Background: an optimization exercise with open tools, aiming at small area, a short achievable clock period and few clock cycles per item. Do not read the settings as production practice. Only simulation tests tie the RTL to the original design; equivalence was not proved. Not every run is shown, and edits may drop behaviour that the tests do not exercise.

**Run 1: clock nets**

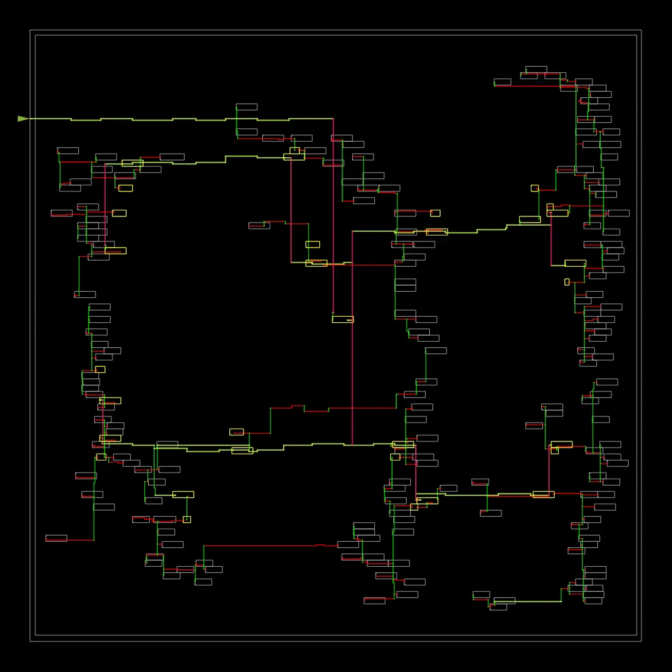
**Run 1: the whole layout, all layers**

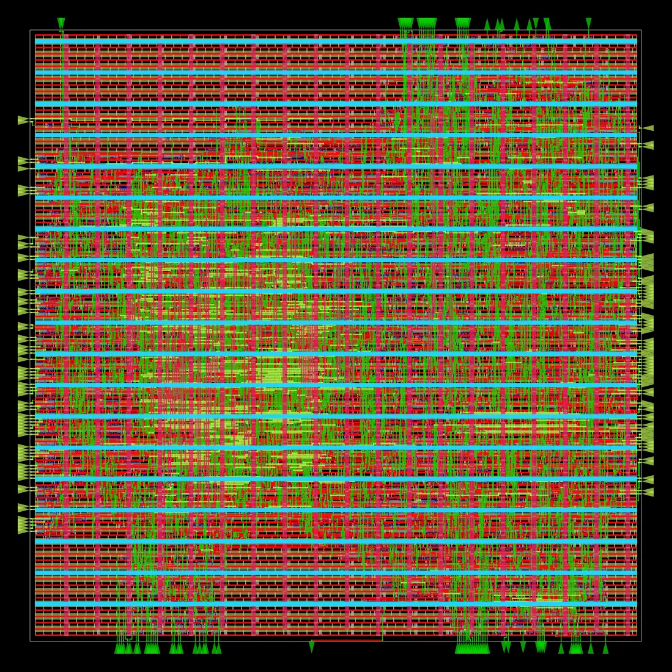
**Run 1: ports around the boundary**

(2 px per µm) Pins as bars across the die edge, other pins in grey.
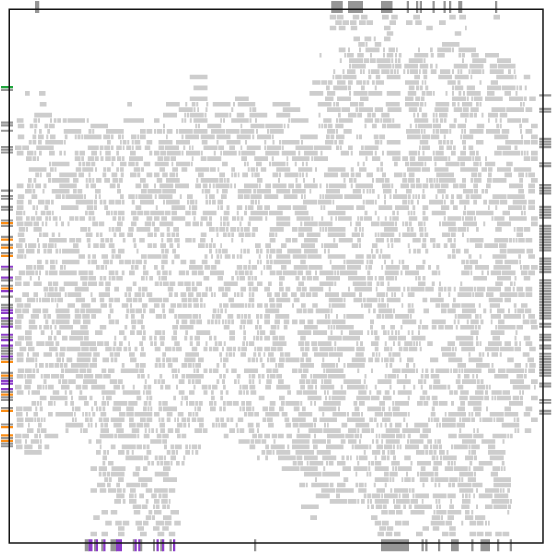
**Run 1: layout detail**

Region (54, 187) to (79, 212) µm. Cells in grey, sequential cells in the stronger grey; small squares are vias.
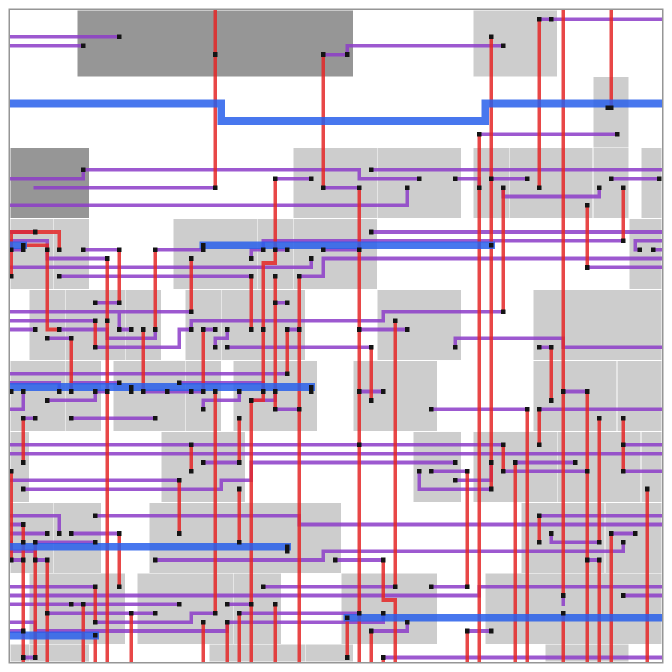
--- flow/design.v: outline only ---
// module PID: 919 lines
module PID(
    input clk,rst_n,
    input adc_complete,
    input [INPUT_BIT_WIDTH-1:0] sample,
    input wire signed[PARAMETER_BIT_WIDTH-1:0] target,
    input wire signed[PARAMETER_BIT_WIDTH-1:0] kp,
    input wire signed[PARAMETER_BIT_WIDTH-1:0] ki,
    input wire signed[PARAMETER_BIT_WIDTH-1:0] maximum_out,
    input wire signed[PARAMETER_BIT_WIDTH-1:0] minimum_out,
    input wire signed[PARAMETER_BIT_WIDTH-1:0] maximum_add,
    input wire signed[PARAMETER_BIT_WIDTH-1:0] minimum_add,
    output reg signed[PARAMETER_BIT_WIDTH-1:0] pi_out,
    output reg pi_valid
);
  // ...
==> flow/run.sh <==
#!/bin/bash
# synth_recipe.tcl (not shown) runs the flow's synth.tcl, then flattens the netlist and writes it again
# the make line also repeats each setting of config.mk as NAME=value (left out here)
make -C /OpenROAD-flow-scripts/flow DESIGN_CONFIG=/design/flow/config.mk WORK_HOME=/design/flow/orfs CLKGATE_MAP_FILE= SYNTH_SCRIPT=/design/flow/synth_recipe.tcl finish
==> flow/config.mk <==
export PLATFORM = sky130hd
export DESIGN_NAME = PID
export DESIGN_NICKNAME = PID
export VERILOG_FILES = /design/flow/design.v
export SDC_FILE = /design/flow/constraint.sdc
export NUM_CORES = 4
export LEC_CHECK = 0
export CAP_MARGIN = 20
export CORE_MARGIN = 2
export CORE_UTILIZATION = 40
export SLEW_MARGIN = 20
==> flow/constraint.sdc <==
create_clock -name core_clock -period 10.0 [get_ports {clk}]
set_input_delay 2.0000 -clock core_clock [delete_from_list [all_inputs] [get_ports {clk}]]
set_output_delay 2.0000 -clock core_clock [all_outputs]
set_load 0.01 [all_outputs]
==> flow_summary.json, run 1 <==
{
  "status": "no timing/DRC/antenna violations",
  "post_drt_wl_per_cell_um": 21.3,
  "grt_pass1_vias": 23900,
  "max_slew.worst_pin.slew_ns": 1.04,
  "clk_share": 0.0191,
  "multi_input_area_share": 0.671,
  "antenna_found_initial": 0,
  "cp_slowest_stage_delay_ns": 0.88,
  "busiest_layer": "met2",
  "start_util": 0.402,
  "wl_met3_um": 6030,
  "cts_hold_buf": 0,
  "seq_area_frac_synth": 0.155,
  "clk_pin_slew_ns": 0.09,
  "synth.area.top_cells": "fa_1, dfrtp_1, ha_1, dfxtp_1, inv_1",
  "cts_buffers": 17,
  "core_um2": 68300,
  "h-tree-depth": 4,
  "synth_common_cells": "inv_1, fa_1, o21ai_0, nand2_1, a21oi_1",
  "cp_top_family": "simple AND/OR/NAND/NOR gates",
  "stdcell_area_um2": 31100,
  "synth_cell_types": 79,
  "yosys.area.top_type": "fa_1",
  "arrival_ns": 7.85,
  "rows": 96,
  "hold_depth": 0,
  "min_period_over_period": 0.744,
  "well_tap_count": 882,
  "synth_nets": 3898,
  "slew_viol_final": 0,
  "fin_skew_ns": 0.0223,
  "drt-pass1-iter-count": 6,
  "synth_area_um2": 27500,
  "yosys_warnings": 1,
  "largest_cell_class": "multi-input combinational cells",
  "viasPerCell": 5.64,
  "async_flop_share": 0.581,
  "fin_nets": 3984,
  "synth.most_common_cell": "inv_1",
  "slew_headroom": 0.304,
  "inv_count": 415,
  "worstHoldPathType": "reg2reg",
  "place_area_um2": 30500,
  "synth_top_cell_area_share": 0.218,
  "start_kind": "primary input",
  "setup_slack_ns": 2.56,
  "grt_use_met3": 0.0388,
  "endpoint_kind": "flop",
  "globalplace.congestion": 0.924,
  "num-multi-input-gates": 2398,
  "fin_setup_tns_ns": 0,
  "cp_num_cells": 18,
  "r2r_cells": 18,
  "dr_wl_met2_um": 40800,
  "setup_viol": 0,
  "fin_crit_ns": 7.44,
  "clock.fmax_mhz": 134,
  "grt_pass1_wl_um": 140000,
  "crit_slowest_cell": "nor4b_2",
  "seq_area_um2": 4270,
  "clk_path_buf_depth": 2,
  "nFillCells": 6714,
  "vias": 23700,
  "seq_area_frac": 0.137,
  "ys_seq_elements": 186,
  "post_cts_buffers": 0,
  "tritoncts": "done",
  "path_buf_inv": 4,
  "critical_path.max_fanout": 19,
  "root_buffer": "clkbuf_16",
  "cp_cell_sequence": "clkdlybuf4s50_1 -> mux2i_1 -> o21ai_0 -> fa_1 -> inv_1 -> fa_1 -> inv_1 -> ha_1 -> nand4_1 -> nor4_1 -> o211ai_1 -> o211ai_1 -> xnor2_1 -> nor4b_2 -> or2_1 -> buf_4 -> a221oi_2 -> o221a_2",
  "ioPinCount": 224,
  "hpwl_um": 69900,
  "drive_above_1_share": 0.0573,
  "grt_remaining_overflow": 0,
  "pre_cts_ws_ns": 1.95,
  "syn_inst": 3215
}
Testbench counts for the RTL of run 1, summed over its fixed seeds: cycles 4,800, items 1,600.
About 'clock nets':
num sequential: 186
# clock sinks: 186
clock latency (worst-skew pair): 0.51 ns

About 'the whole layout, all layers':
Total Die Area: 70800 µm²
utilization after layout: 0.455

About 'ports around the boundary':
port	colour	pins	direction	edge
kp	purple	26	input	14 left, 12 bottom
clk	green	1	input	left
sample	orange	12	input	left
all pins by edge	71 right, 67 left, 55 bottom, 31 top
Die X: 266 µm
die height: 266 µm
Port-buffer cells: 223

About 'layout detail':
layer	colour
metal 2	red
metal 1	purple
metal 3	blue
cells with their middle in the window	42
most frequent	xnor2_1 (10), nand2_1 (6), xor2_1 (4)
sequential cells in the window	1

run 1: cells by family (layout without fill, tap and decap cells):
group	after synthesis	in the layout	share of synthesized area
adders and majority gates	522	522	0.316
DFF	186	186	0.155
buffers and inverters	631	730	0.0878
xor gates and xnor gates	311	311	0.0997
AOI/OAI and AO/OA	882	882	0.214
and+or+nand+nor	612	612	0.101
muxes	71	71	0.0267
run 1: placed cells by master (no fill, tap or decap), types with 105 or more instances in the layout:
master | netlist | final
inv_1 | 414 | 414
fa_1 | 299 | 299
o21ai_0 | 240 | 239
nand2_1 | 227 | 226
clkdlybuf4s50_1 | 0 | 222
a21oi_1 | 200 | 200
nor2_1 | 193 | 192
ha_1 | 187 | 187
xnor2_1 | 160 | 157
xor2_1 | 150 | 150
dfrtp_1 | 108 | 105
run 1: per-stage QoR:
stage | instances | hold slack (ns)
floorplan | 3215 | 0.332
global placement | 4163 | 0.336
detailed placement | 4163 | 0.338
CTS | 4195 | 0.355
global route | 4196 | 0.357
finish | 4196 | 0.354
==> run 2: too many edits to list; what changed since run 1 <==
flow/design.v: 919 -> 751 lines; modules unchanged: 0
  PID: edited, 919 -> 751 lines
==> flow/flow/run.sh (new file) <==
#!/bin/bash
set -euo pipefail
echo 'export BUFFER_PORTS_ARGS = -buffer_cell sky130_fd_sc_hd__buf_2' >> config.mk
echo 'export SYNTH_ARGS = -noabc' >> config.mk
bash standard.sh finish > standard_flow.log 2>&1
==> flow/standard.sh (new file) <==
#!/bin/bash
# synth_recipe.tcl (not shown) runs the flow's synth.tcl, then flattens the netlist and writes it again
# the make line also repeats each setting of config.mk as NAME=value (left out here)
make -C /OpenROAD-flow-scripts/flow DESIGN_CONFIG=/design/flow/config.mk WORK_HOME=/design/flow/orfs CLKGATE_MAP_FILE= SYNTH_SCRIPT=/design/flow/synth_recipe.tcl "${@:-finish}"
--- a/flow/config.mk
+++ b/flow/config.mk
@@ -6,6 +6,11 @@
 export NUM_CORES = 4
 export LEC_CHECK = 0
+export ABC_AREA = 1
 export CAP_MARGIN = 20
 export CORE_MARGIN = 2
-export CORE_UTILIZATION = 40
+export CORE_UTILIZATION = 60
+export CTS_BUF_LIST = sky130_fd_sc_hd__clkbuf_8
+export SETUP_SLACK_MARGIN = 4.25
 export SLEW_MARGIN = 20
+export BUFFER_PORTS_ARGS = -buffer_cell sky130_fd_sc_hd__buf_2
+export SYNTH_ARGS = -noabc
removed: flow/run.sh
**Run 2: wires at chosen ports, followed through buffers**

(3 px per µm)
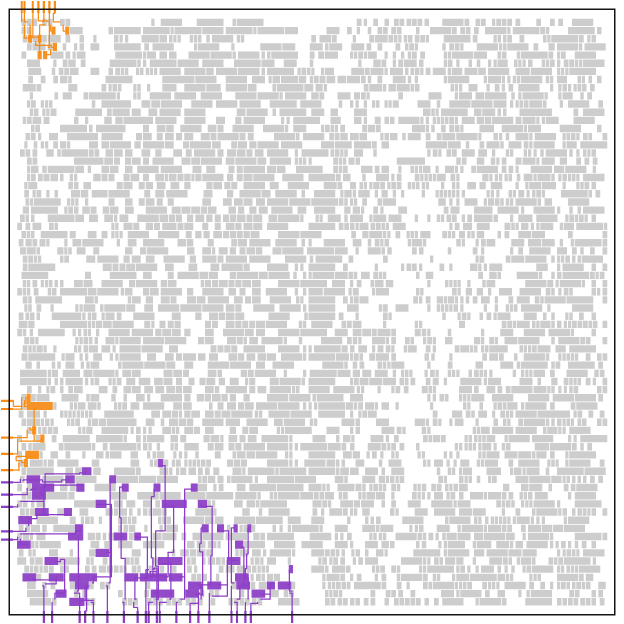
port	colour	bits	direction	edge	end cells	wire
kp	purple	26	input	21 bottom, 5 left	53	875 µm
sample	orange	12	input	7 top, 5 left	14	161 µm
I/O Pins: 224

**Run 2: ports around the boundary**

(2 px per µm) Pins as bars across the die edge, other pins in grey.
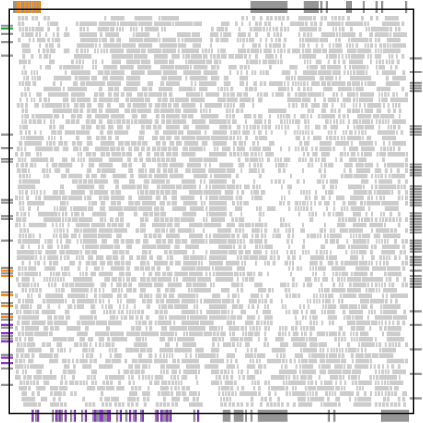
port	colour	pins	direction	edge
sample	orange	12	input	7 top, 5 left
clk	green	1	input	left
kp	purple	26	input	21 bottom, 5 left
all pins by edge	85 bottom, 52 top, 51 right, 36 left
Die X: 201 µm
die height: 201 µm

==> run 2 against run 1 <==
Compared with the run above: via count fell by 10%; routed wire length fell by 20%; setup slack improved by 1.9 ns; non-clock buffer count rose by 5; critical path type unchanged.
==> flow_summary.json, run 2 <==
{
  "status": "no timing/DRC/antenna violations",
  "grt_start_max_net_pins": 53,
  "wirelength_um": 71300,
  "post_drt_wl_per_cell_um": 19.4,
  "min_period_over_period": 0.549,
  "clock.fmax_mhz": 182,
  "synthSimpleGateAreaFrac": 0.185,
  "start_kind": "primary input",
  "critPathKind": "in2reg",
  "cts_buffers": 17,
  "pre_cts_ws_ns": 3.58,
  "drt-initial-drc-count": 1722,
  "synth.most_common_cell": "nand2_1",
  "fin_nets": 3760,
  "fin_crit_ns": 5.49,
  "grt_remaining_overflow": 0,
  "layout_commonest_cell": "nand2_1",
  "synth_fa_ha_area_frac": 0.294,
  "synthXorXnorAreaFrac": 0.116,
  "mostFrequentLayoutCells": "nand2_1, inv_1, xor2_1",
  "drt-pass1-iter-count": 6,
  "root_buffer": "clkbuf_8",
  "seq_area_frac_synth": 0.182,
  "crit_slowest_cell": "fa_1",
  "grt_pass1_wl_um": 112000,
  "timing.critical_path.mode_cell": "fa_1",
  "required_ns": 10.47,
  "avgSynthCellArea_um2": 7.91,
  "muxShareOfSynthArea": 0.00316,
  "worstHoldPathType": "reg2reg",
  "max_slew.worst_pin.slew_ns": 1.04,
  "cp_slowest_stage_delay_ns": 0.50,
  "yosys_warnings": 1,
  "arrival_ns": 5.97,
  "hold_depth": 0,
  "h-tree-depth": 4,
  "slew_viol_final": 0,
  "viasPerCell": 5.79,
  "maxCapViolCount": 0,
  "slew_headroom": 0.307,
  "rsz0062_at_grt": "no",
  "hpwl_um": 54300,
  "synth_flop_cell": "dfrtp_1",
  "vias": 21300,
  "synth_cell_types": 57,
  "drc": 0,
  "globalplace.congestion": 0.979,
  "cp_top_family": "adder cells",
  "cp_cell_sequence": "buf_2 -> or2_2 -> o21ai_1 -> buf_6 -> o22ai_1 -> xor2_1 -> fa_1 -> fa_1 -> fa_1 -> fa_1 -> xnor2_1 -> xnor2_1 -> xnor2_1 -> xor2_1 -> inv_1 -> nand2_1 -> nand2_1 -> nor2_1 -> nor2_1",
  "clock_sinks": 186,
  "r2r_cells": 31,
  "yosys.area.top_type": "fa_1",
  "core_um2": 38600,
  "synth_edf_count": 0,
  "final-hold-violation-count": 0,
  "synth_top_cell_area_share": 0.192,
  "r2r_slack_ns": 4.57,
  "start_util": 0.606,
  "async_flop_share": 0.581,
  "clk_latency_ns": 0.57,
  "endpoint_kind": "flop",
  "cp_num_cells": 19,
  "drive_above_1_share": 0.135,
  "critical_path.max_fanout": 6,
  "ys_seq_elements": 186,
  "synth_nets": 3565,
  "io_buffers": 223,
  "fin_setup_tns_ns": 0,
  "dieArea_um2": 40500,
  "synth.area.top_cells": "fa_1, dfrtp_1, ha_1, xor2_1, nand2_1",
  "synth_top_family_by_area": "adder cells",
  "rows": 72,
  "clk_pin_slew_ns": 0.12,
  "fin_skew_ns": 0.0287,
  "antenna_found_initial": 0,
  "diodes": 0,
  "path_buf_inv": 3,
  "track_usage": 0.352,
  "synth_common_cells": "nand2_1, inv_1, xor2_1, nor2_1, fa_1",
  "tritoncts": "done",
  "grt_pass1_vias": 22000,
  "clk_path_buf_depth": 2,
  "synth_area_um2": 23400,
  "syn_inst": 2953,
  "setup_viol": 0,
  "ant_nets": 0,
  "synth_compound_area_frac": 0.137
}
Testbench counts for the RTL of run 2, summed over its fixed seeds: cycles 4,800, items 1,600.
**Run 2: sizing map**

(2 px per µm)
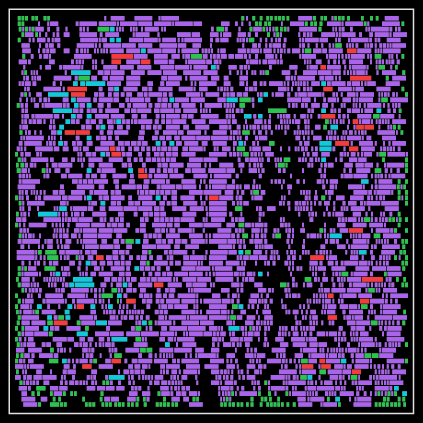
size	colour	cells	share
_2 cells	green	304	9.6%
_6 and larger	red	39	1.2%
_3 and _4 cells	cyan	84	2.7%
_0 and _1 cells	purple	2734	86%
final worst-path setup slack: 4.51 ns
Area Overhead vs Synth: 10.8%
Finished Cell Area: 25900 µm²

**Run 2: layout detail**

Region (38, 139) to (63, 164) µm. Cells in grey, sequential cells in the stronger grey; small squares are vias.
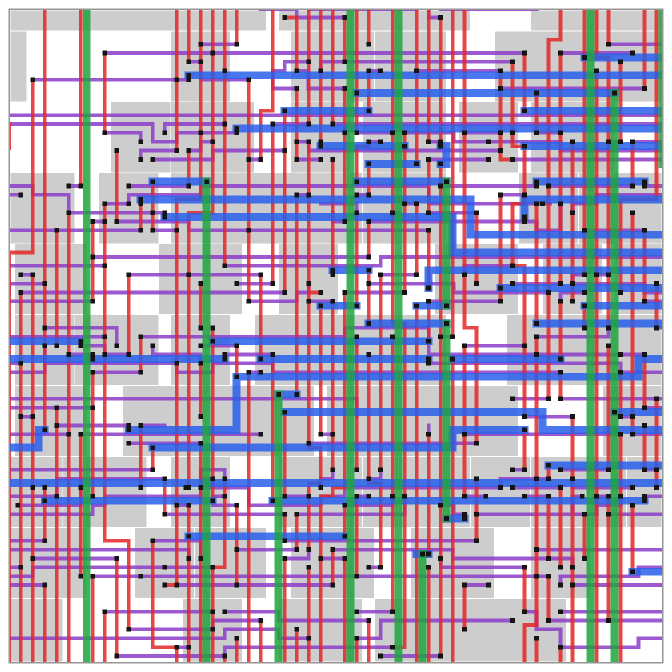
layer	colour
metal 1	purple
metal 4	green
metal 3	blue
metal 2	red
cells with their middle in the window	48
sequential cells in the window	0
most frequent	o22ai_1 (18), xor2_1 (17), fa_1 (6)

==> run 2: timing repair <==
item / CTS / global route
gates resized for setup: 10 / 44
setup endpoints to repair: 57 / 53
hold buffers: 0 / 0
setup buffers: 1 / 31
gates cloned: 3 / 3
pin swaps: 1 / 7
endpoints found under the hold margin: 0 / 0
==> run 2: final cells by class <==
class / instances / area, µm²
timing repair buffer: 288 / 1690
tap: 518 / 648
fill: 3378 / 12700
clock inverter: 15 / 185
clock buffer: 17 / 234
sequential: 186 / 4270
multi-input combinational: 2284 / 17500
inverter: 369 / 1410
timing repair inverter: 2 / 10.0
==> run 2: stage by stage <==
stage	instances	utilization	cell area (µm²)	hold slack, ns
floorplan	2953	-	23400	0.331
global route	3679	0.672	25900	0.344
detailed placement	3609	0.646	24900	0.337
global placement	3609	0.646	24900	0.333
CTS	3645	0.660	25400	0.343
finish	3679	0.672	25900	0.340
==> run 2: layer usage <==
layer  track usage  share of wire  vias up
met4         0.222          0.066        0
met3        0.0505          0.068      272
met5             0              0        -
li1              -              -    10000
met1         0.404           0.37    10000
met2         0.618           0.49      960
==> run 2 -> run 3 <==
--- a/flow/config.mk
+++ b/flow/config.mk
@@ -9,7 +9,6 @@
 export CAP_MARGIN = 20
 export CORE_MARGIN = 2
 export CORE_UTILIZATION = 60
-export CTS_BUF_LIST = sky130_fd_sc_hd__clkbuf_8
 export SETUP_SLACK_MARGIN = 4.25
 export SLEW_MARGIN = 20
 export BUFFER_PORTS_ARGS = -buffer_cell sky130_fd_sc_hd__buf_2
**Run 3: the whole layout, all layers**

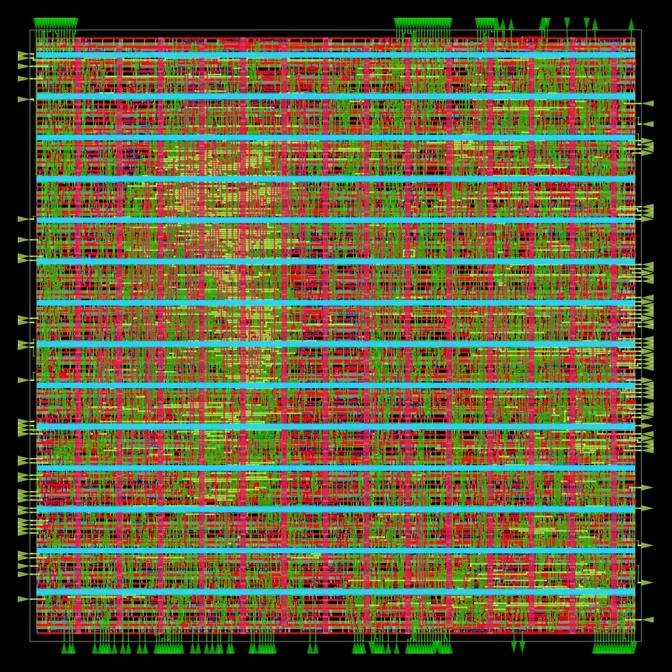
FP Rows: 72
Finished Cell Area: 26000 µm²

**Run 3: wires at chosen ports, followed through buffers**

(3 px per µm)
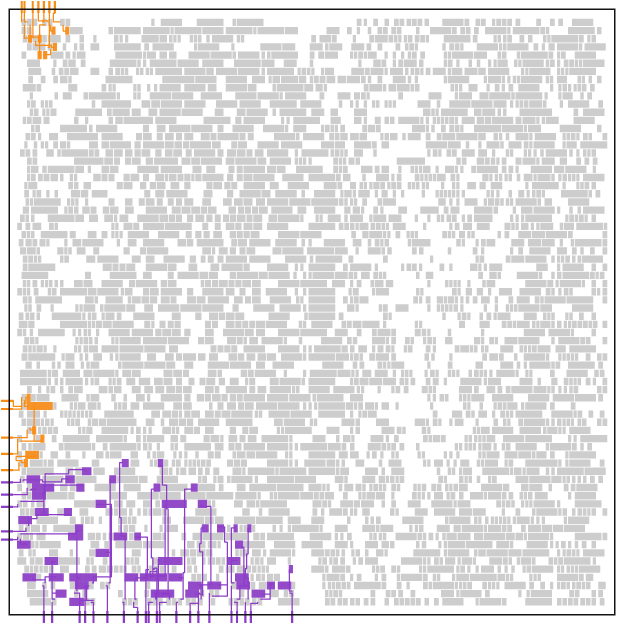
port	colour	bits	direction	edge	end cells	wire
sample	orange	12	input	7 top, 5 left	14	161 µm
kp	purple	26	input	21 bottom, 5 left	53	867 µm

==> run 3 against run 2 <==
Compared with the run above: register-to-register slack got worse by 0.06 ns; cell area is 0.53% higher; fmax shrank 2.1%; synthesized cell count unchanged; critical path depth decreased by 2; sequential cell count did not move; count of clock-buffer cells in the layout is the same; setup slack lost 0.12 ns; critical path type unchanged.
==> flow_summary.json, run 3 <==
{
  "status": "no timing/DRC/antenna violations",
  "globalplace.congestion": 0.979,
  "clock_sinks": 186,
  "min_period_over_period": 0.561,
  "holdWs_ns": 0.344,
  "root_buffer": "clkbuf_16",
  "antenna_found_initial": 0,
  "r2r_cells": 17,
  "grt_remaining_overflow": 0,
  "synth_common_cells": "nand2_1, inv_1, xor2_1, nor2_1, fa_1",
  "r2r_slack_ns": 4.51,
  "slew_headroom": 0.286,
  "setup_viol": 0,
  "die_h_um": 201,
  "yosys.area.top_type": "fa_1",
  "clk_latency_ns": 0.49,
  "crit_slowest_cell": "fa_1",
  "timing.critical_path.mode_cell": "fa_1",
  "post-place-cells": 3609,
  "start_kind": "primary input",
  "die_x_um": 201,
  "hold_depth": 0,
  "clk_path_buf_depth": 2,
  "final_util": 0.675,
  "required_ns": 10.38,
  "ant_nets": 0,
  "setup_slack_ns": 4.39,
  "max_slew.worst_pin.slew_ns": 1.07,
  "start_util": 0.606,
  "worstHoldPathType": "reg2reg",
  "clock.fmax_mhz": 178,
  "cp_cell_sequence": "buf_2 -> o21ai_2 -> o22ai_1 -> xor2_1 -> fa_1 -> fa_1 -> fa_1 -> fa_2 -> xnor2_2 -> xnor2_2 -> xnor2_1 -> xor2_1 -> inv_1 -> nand2_1 -> nand2_1 -> nor2_1 -> nor2_1",
  "syn_to_final_growth_pct": 11.4,
  "h-tree-depth": 4,
  "critical_path.max_fanout": 9,
  "synth.area.top_cells": "fa_1, dfrtp_1, ha_1, xor2_1, nand2_1",
  "drc": 0,
  "tritoncts": "done",
  "fin_nets": 3751,
  "final-hold-violation-count": 0,
  "drt-pass1-iter-count": 7,
  "finalNonFillerCells": 3670,
  "fin_crit_ns": 5.61,
  "wirelength_um": 71500,
  "pre_cts_ws_ns": 3.58,
  "synth_area_um2": 23400,
  "path_buf_inv": 2,
  "synth_flop_cell": "dfrtp_1",
  "viasPerCell": 5.84,
  "multiInputGateArea_um2": 17500,
  "hpwl_um": 54300,
  "cp_num_cells": 17,
  "cp_top_family": "adder cells",
  "place_area_um2": 24900,
  "vias": 21400,
  "dieArea_um2": 40500,
  "grt_start_max_net_pins": 53,
  "grt_pass1_vias": 22100
}
**Run 3: clock nets**

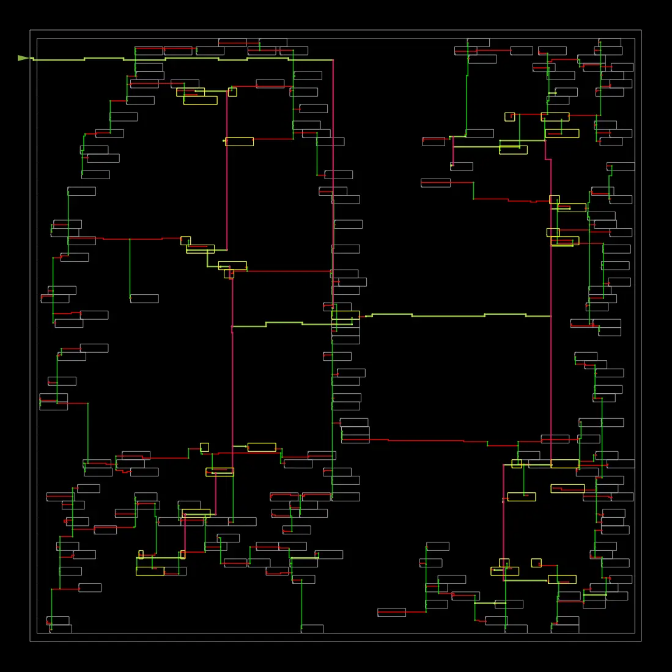
Num CTS Buffers: 17
Worst Skew: 0.0193 ns

**Run 3: ports around the boundary**

(2 px per µm) Pins as bars across the die edge, other pins in grey.
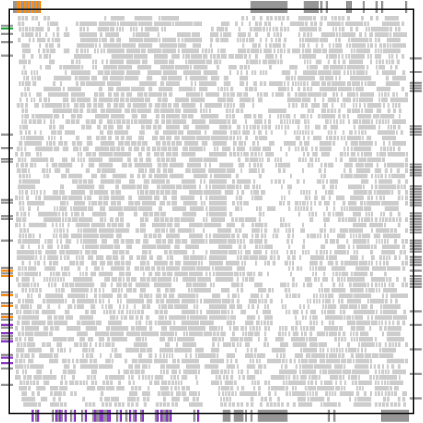
port	colour	pins	direction	edge
clk	green	1	input	left
sample	orange	12	input	7 top, 5 left
kp	purple	26	input	21 bottom, 5 left

run 3: metal layers:
metal,GRT usage,part of all wire
met5,0,0
met4,0.231,0.073
met3,0.0466,0.067
met2,0.619,0.49
met1,0.409,0.37
run 3: area by class of cell:
| type | instances | share of cell area |
|---|---|---|
| timing repair inverter | 2 | 0.000384 |
| tap | 518 | 0.0249 |
| multi-input combinational | 2285 | 0.672 |
| sequential | 186 | 0.164 |
| clock buffer | 17 | 0.0163 |
| clock inverter | 15 | 0.00711 |
| inverter | 369 | 0.0540 |
| timing repair buffer | 278 | 0.0614 |
run 3: timing repair:
item	CTS	global route
hold endpoints to repair	0	0
endpoints found under the setup margin	57	53
setup buffers	3	18
hold buffers	0	0
pin swaps	1	6
resized for setup	12	48
gates cloned	3	5
run 3: cell families (layout without fill, tap and decap cells):
family,count (synthesis),in the layout,synth area share
compound gates,556,556,0.137
xor+xnor,295,295,0.116
fa+ha+maj,415,415,0.294
buf+inv,487,681,0.0824
flops,186,186,0.182
mux,7,7,0.00316
simple gates,1007,1012,0.185
==> run 3 -> run 4 <==
--- a/flow/config.mk
+++ b/flow/config.mk
@@ -9,6 +9,7 @@
 export CAP_MARGIN = 20
 export CORE_MARGIN = 2
 export CORE_UTILIZATION = 60
+export CTS_BUF_LIST = sky130_fd_sc_hd__clkbuf_4 sky130_fd_sc_hd__clkbuf_8
 export SETUP_SLACK_MARGIN = 4.25
 export SLEW_MARGIN = 20
 export BUFFER_PORTS_ARGS = -buffer_cell sky130_fd_sc_hd__buf_2
**Run 4: clock nets**

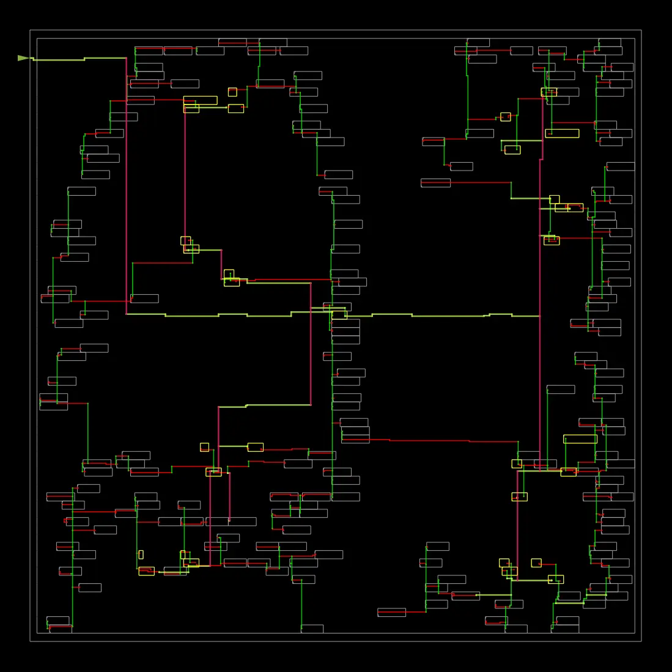
Clock Buffer Count: 17
clock latency (worst-skew pair): 0.57 ns
Worst Skew: 0.0287 ns

==> run 4 against run 3 <==
Compared with the run above: still clean on timing, DRC and antenna; synthesized cell count unchanged; synthesized area unchanged; die area is the same; global-route usage fell by 0.24 points; non-clock buffer count is 10 higher; critical path depth rose by 2; via count is 0.55% lower.
==> flow_summary.json, run 4 <==
{
  "status": "no timing/DRC/antenna violations",
  "critical_path.max_fanout": 6,
  "clk_path_buf_depth": 2,
  "inv_count": 371,
  "synth_compound_area_frac": 0.137,
  "num-multi-input-gates": 2284,
  "post-place-cells": 3609,
  "setup_slack_ns": 4.51,
  "synth_area_um2": 23400,
  "fin_crit_ns": 5.49,
  "muxShareOfSynthArea": 0.00316,
  "pre_cts_ws_ns": 3.58,
  "required_ns": 10.47,
  "die_x_um": 201,
  "hold_depth": 0,
  "antenna_found_initial": 0,
  "syn_to_final_growth_pct": 10.8,
  "globalplace.congestion": 0.979,
  "drt-pass1-iter-count": 6,
  "synth_common_cells": "nand2_1, inv_1, xor2_1, nor2_1, fa_1",
  "root_buffer": "clkbuf_8",
  "timing.critical_path.mode_cell": "fa_1",
  "cts_hold_buf": 0,
  "r2r_slack_ns": 4.57,
  "fin_nets": 3760,
  "synthSimpleGateAreaFrac": 0.185,
  "path_buf_inv": 3,
  "max_slew.worst_pin.slew_ns": 1.04,
  "clk_share": 0.0162,
  "min_period_over_period": 0.549,
  "vias": 21300,
  "grt_pass1_vias": 22000,
  "synthXorXnorAreaFrac": 0.116,
  "well_tap_count": 518,
  "die_h_um": 201,
  "clock_sinks": 186,
  "drc": 0,
  "multiInputGateArea_um2": 17500,
  "start_kind": "primary input",
  "final-hold-violation-count": 0,
  "rows": 72
}
**Run 4: the whole layout, all layers**

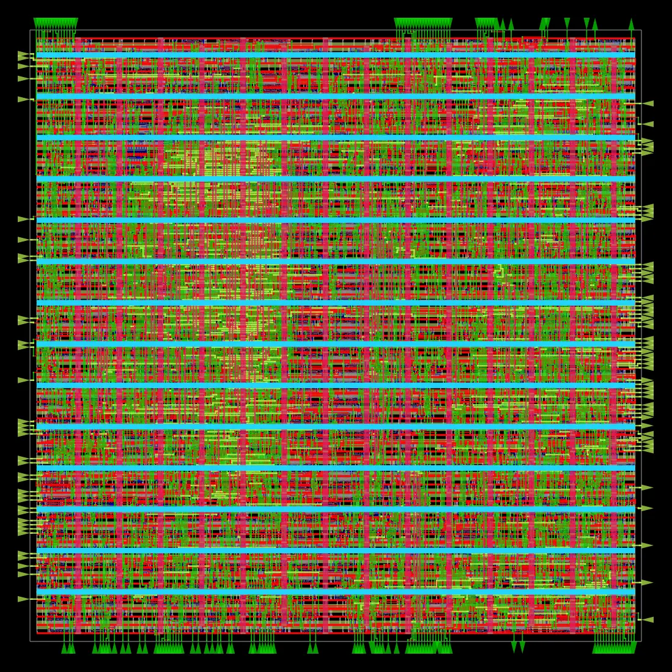
Total Die Area: 40500 µm²
drt total wl: 71300 µm
Finished Cell Area: 25900 µm²
Non-Filler Instances: 3679
utilization after layout: 0.672

[run 4: cell types whose count changed in the layout (fill, tap and decap cells not counted), sizes merged]
cell,previous run,this run
buf,278,288
nand3,153,152
[run 4: metrics by stage]
step | hold slack (ns) | utilization | cell area (µm²)
2_1_floorplan | 0.331 | - | 23400
3_3_place_gp | 0.333 | 0.646 | 24900
3_5_place_dp | 0.337 | 0.646 | 24900
4_1_cts | 0.343 | 0.660 | 25400
5_1_grt | 0.344 | 0.672 | 25900
6_report | 0.340 | 0.672 | 25900
[run 4: worst reg2reg max path: cells and delay by family (launching register included)]
family | cells | cell delay (ns)
fa+ha+maj | 3 | 1.03
buf+inv | 3 | 0.32
compound gates | 6 | 0.96
simple gates | 19 | 2.55
flops | 1 | 0.44
[run 4: routing by layer]
metal | share of wire | track usage
met1 | 0.37 | 0.404
met2 | 0.49 | 0.618
met3 | 0.068 | 0.0505
met4 | 0.066 | 0.222
met5 | 0 | 0
[run 4: what timing repair did]
item	4_1_cts	5_1_grt
pin swaps	1	7
gates resized for setup	10	44
setup endpoints to repair	57	53
cloned	3	3
setup buffers	1	31

port drivers added, routing unchanged:
How much do the figures lean on ideal ports? The routed layouts below were timed once more, with nothing changed but the port constraints.
Step 1: set_driving_cell puts a clkbuf_16 on clk and a buf_2 on each other input, an assumption about the parent block.
Step 2 adds t to the input delays and takes it off the output delays; t is the mean of the earliest and latest rising clock arrival at the registers after step 1. Input paths then give back, and output paths get back, about the clock's delay inside the block.
Three values: ideal ports, drivers, drivers and shift; two values: the first two.
run	t, ns	slack for setup (ns)	worst hold slack (ns)	worst setup path after step 2
run 1	0.554	2.561 / 2.590 / 2.036	0.354 / 0.354 / 0.354	input to register
run 2	0.611	4.505 / 4.541 / 3.931	0.340 / 0.340 / 0.340	input to register
run 3	0.538	4.385 / 4.424 / 3.885	0.344 / 0.344 / 0.344	input to register
run 4	0.611	4.505 / 4.541 / 3.931	0.340 / 0.340 / 0.340	input to register
After both steps setup and hold are still met in every run listed.
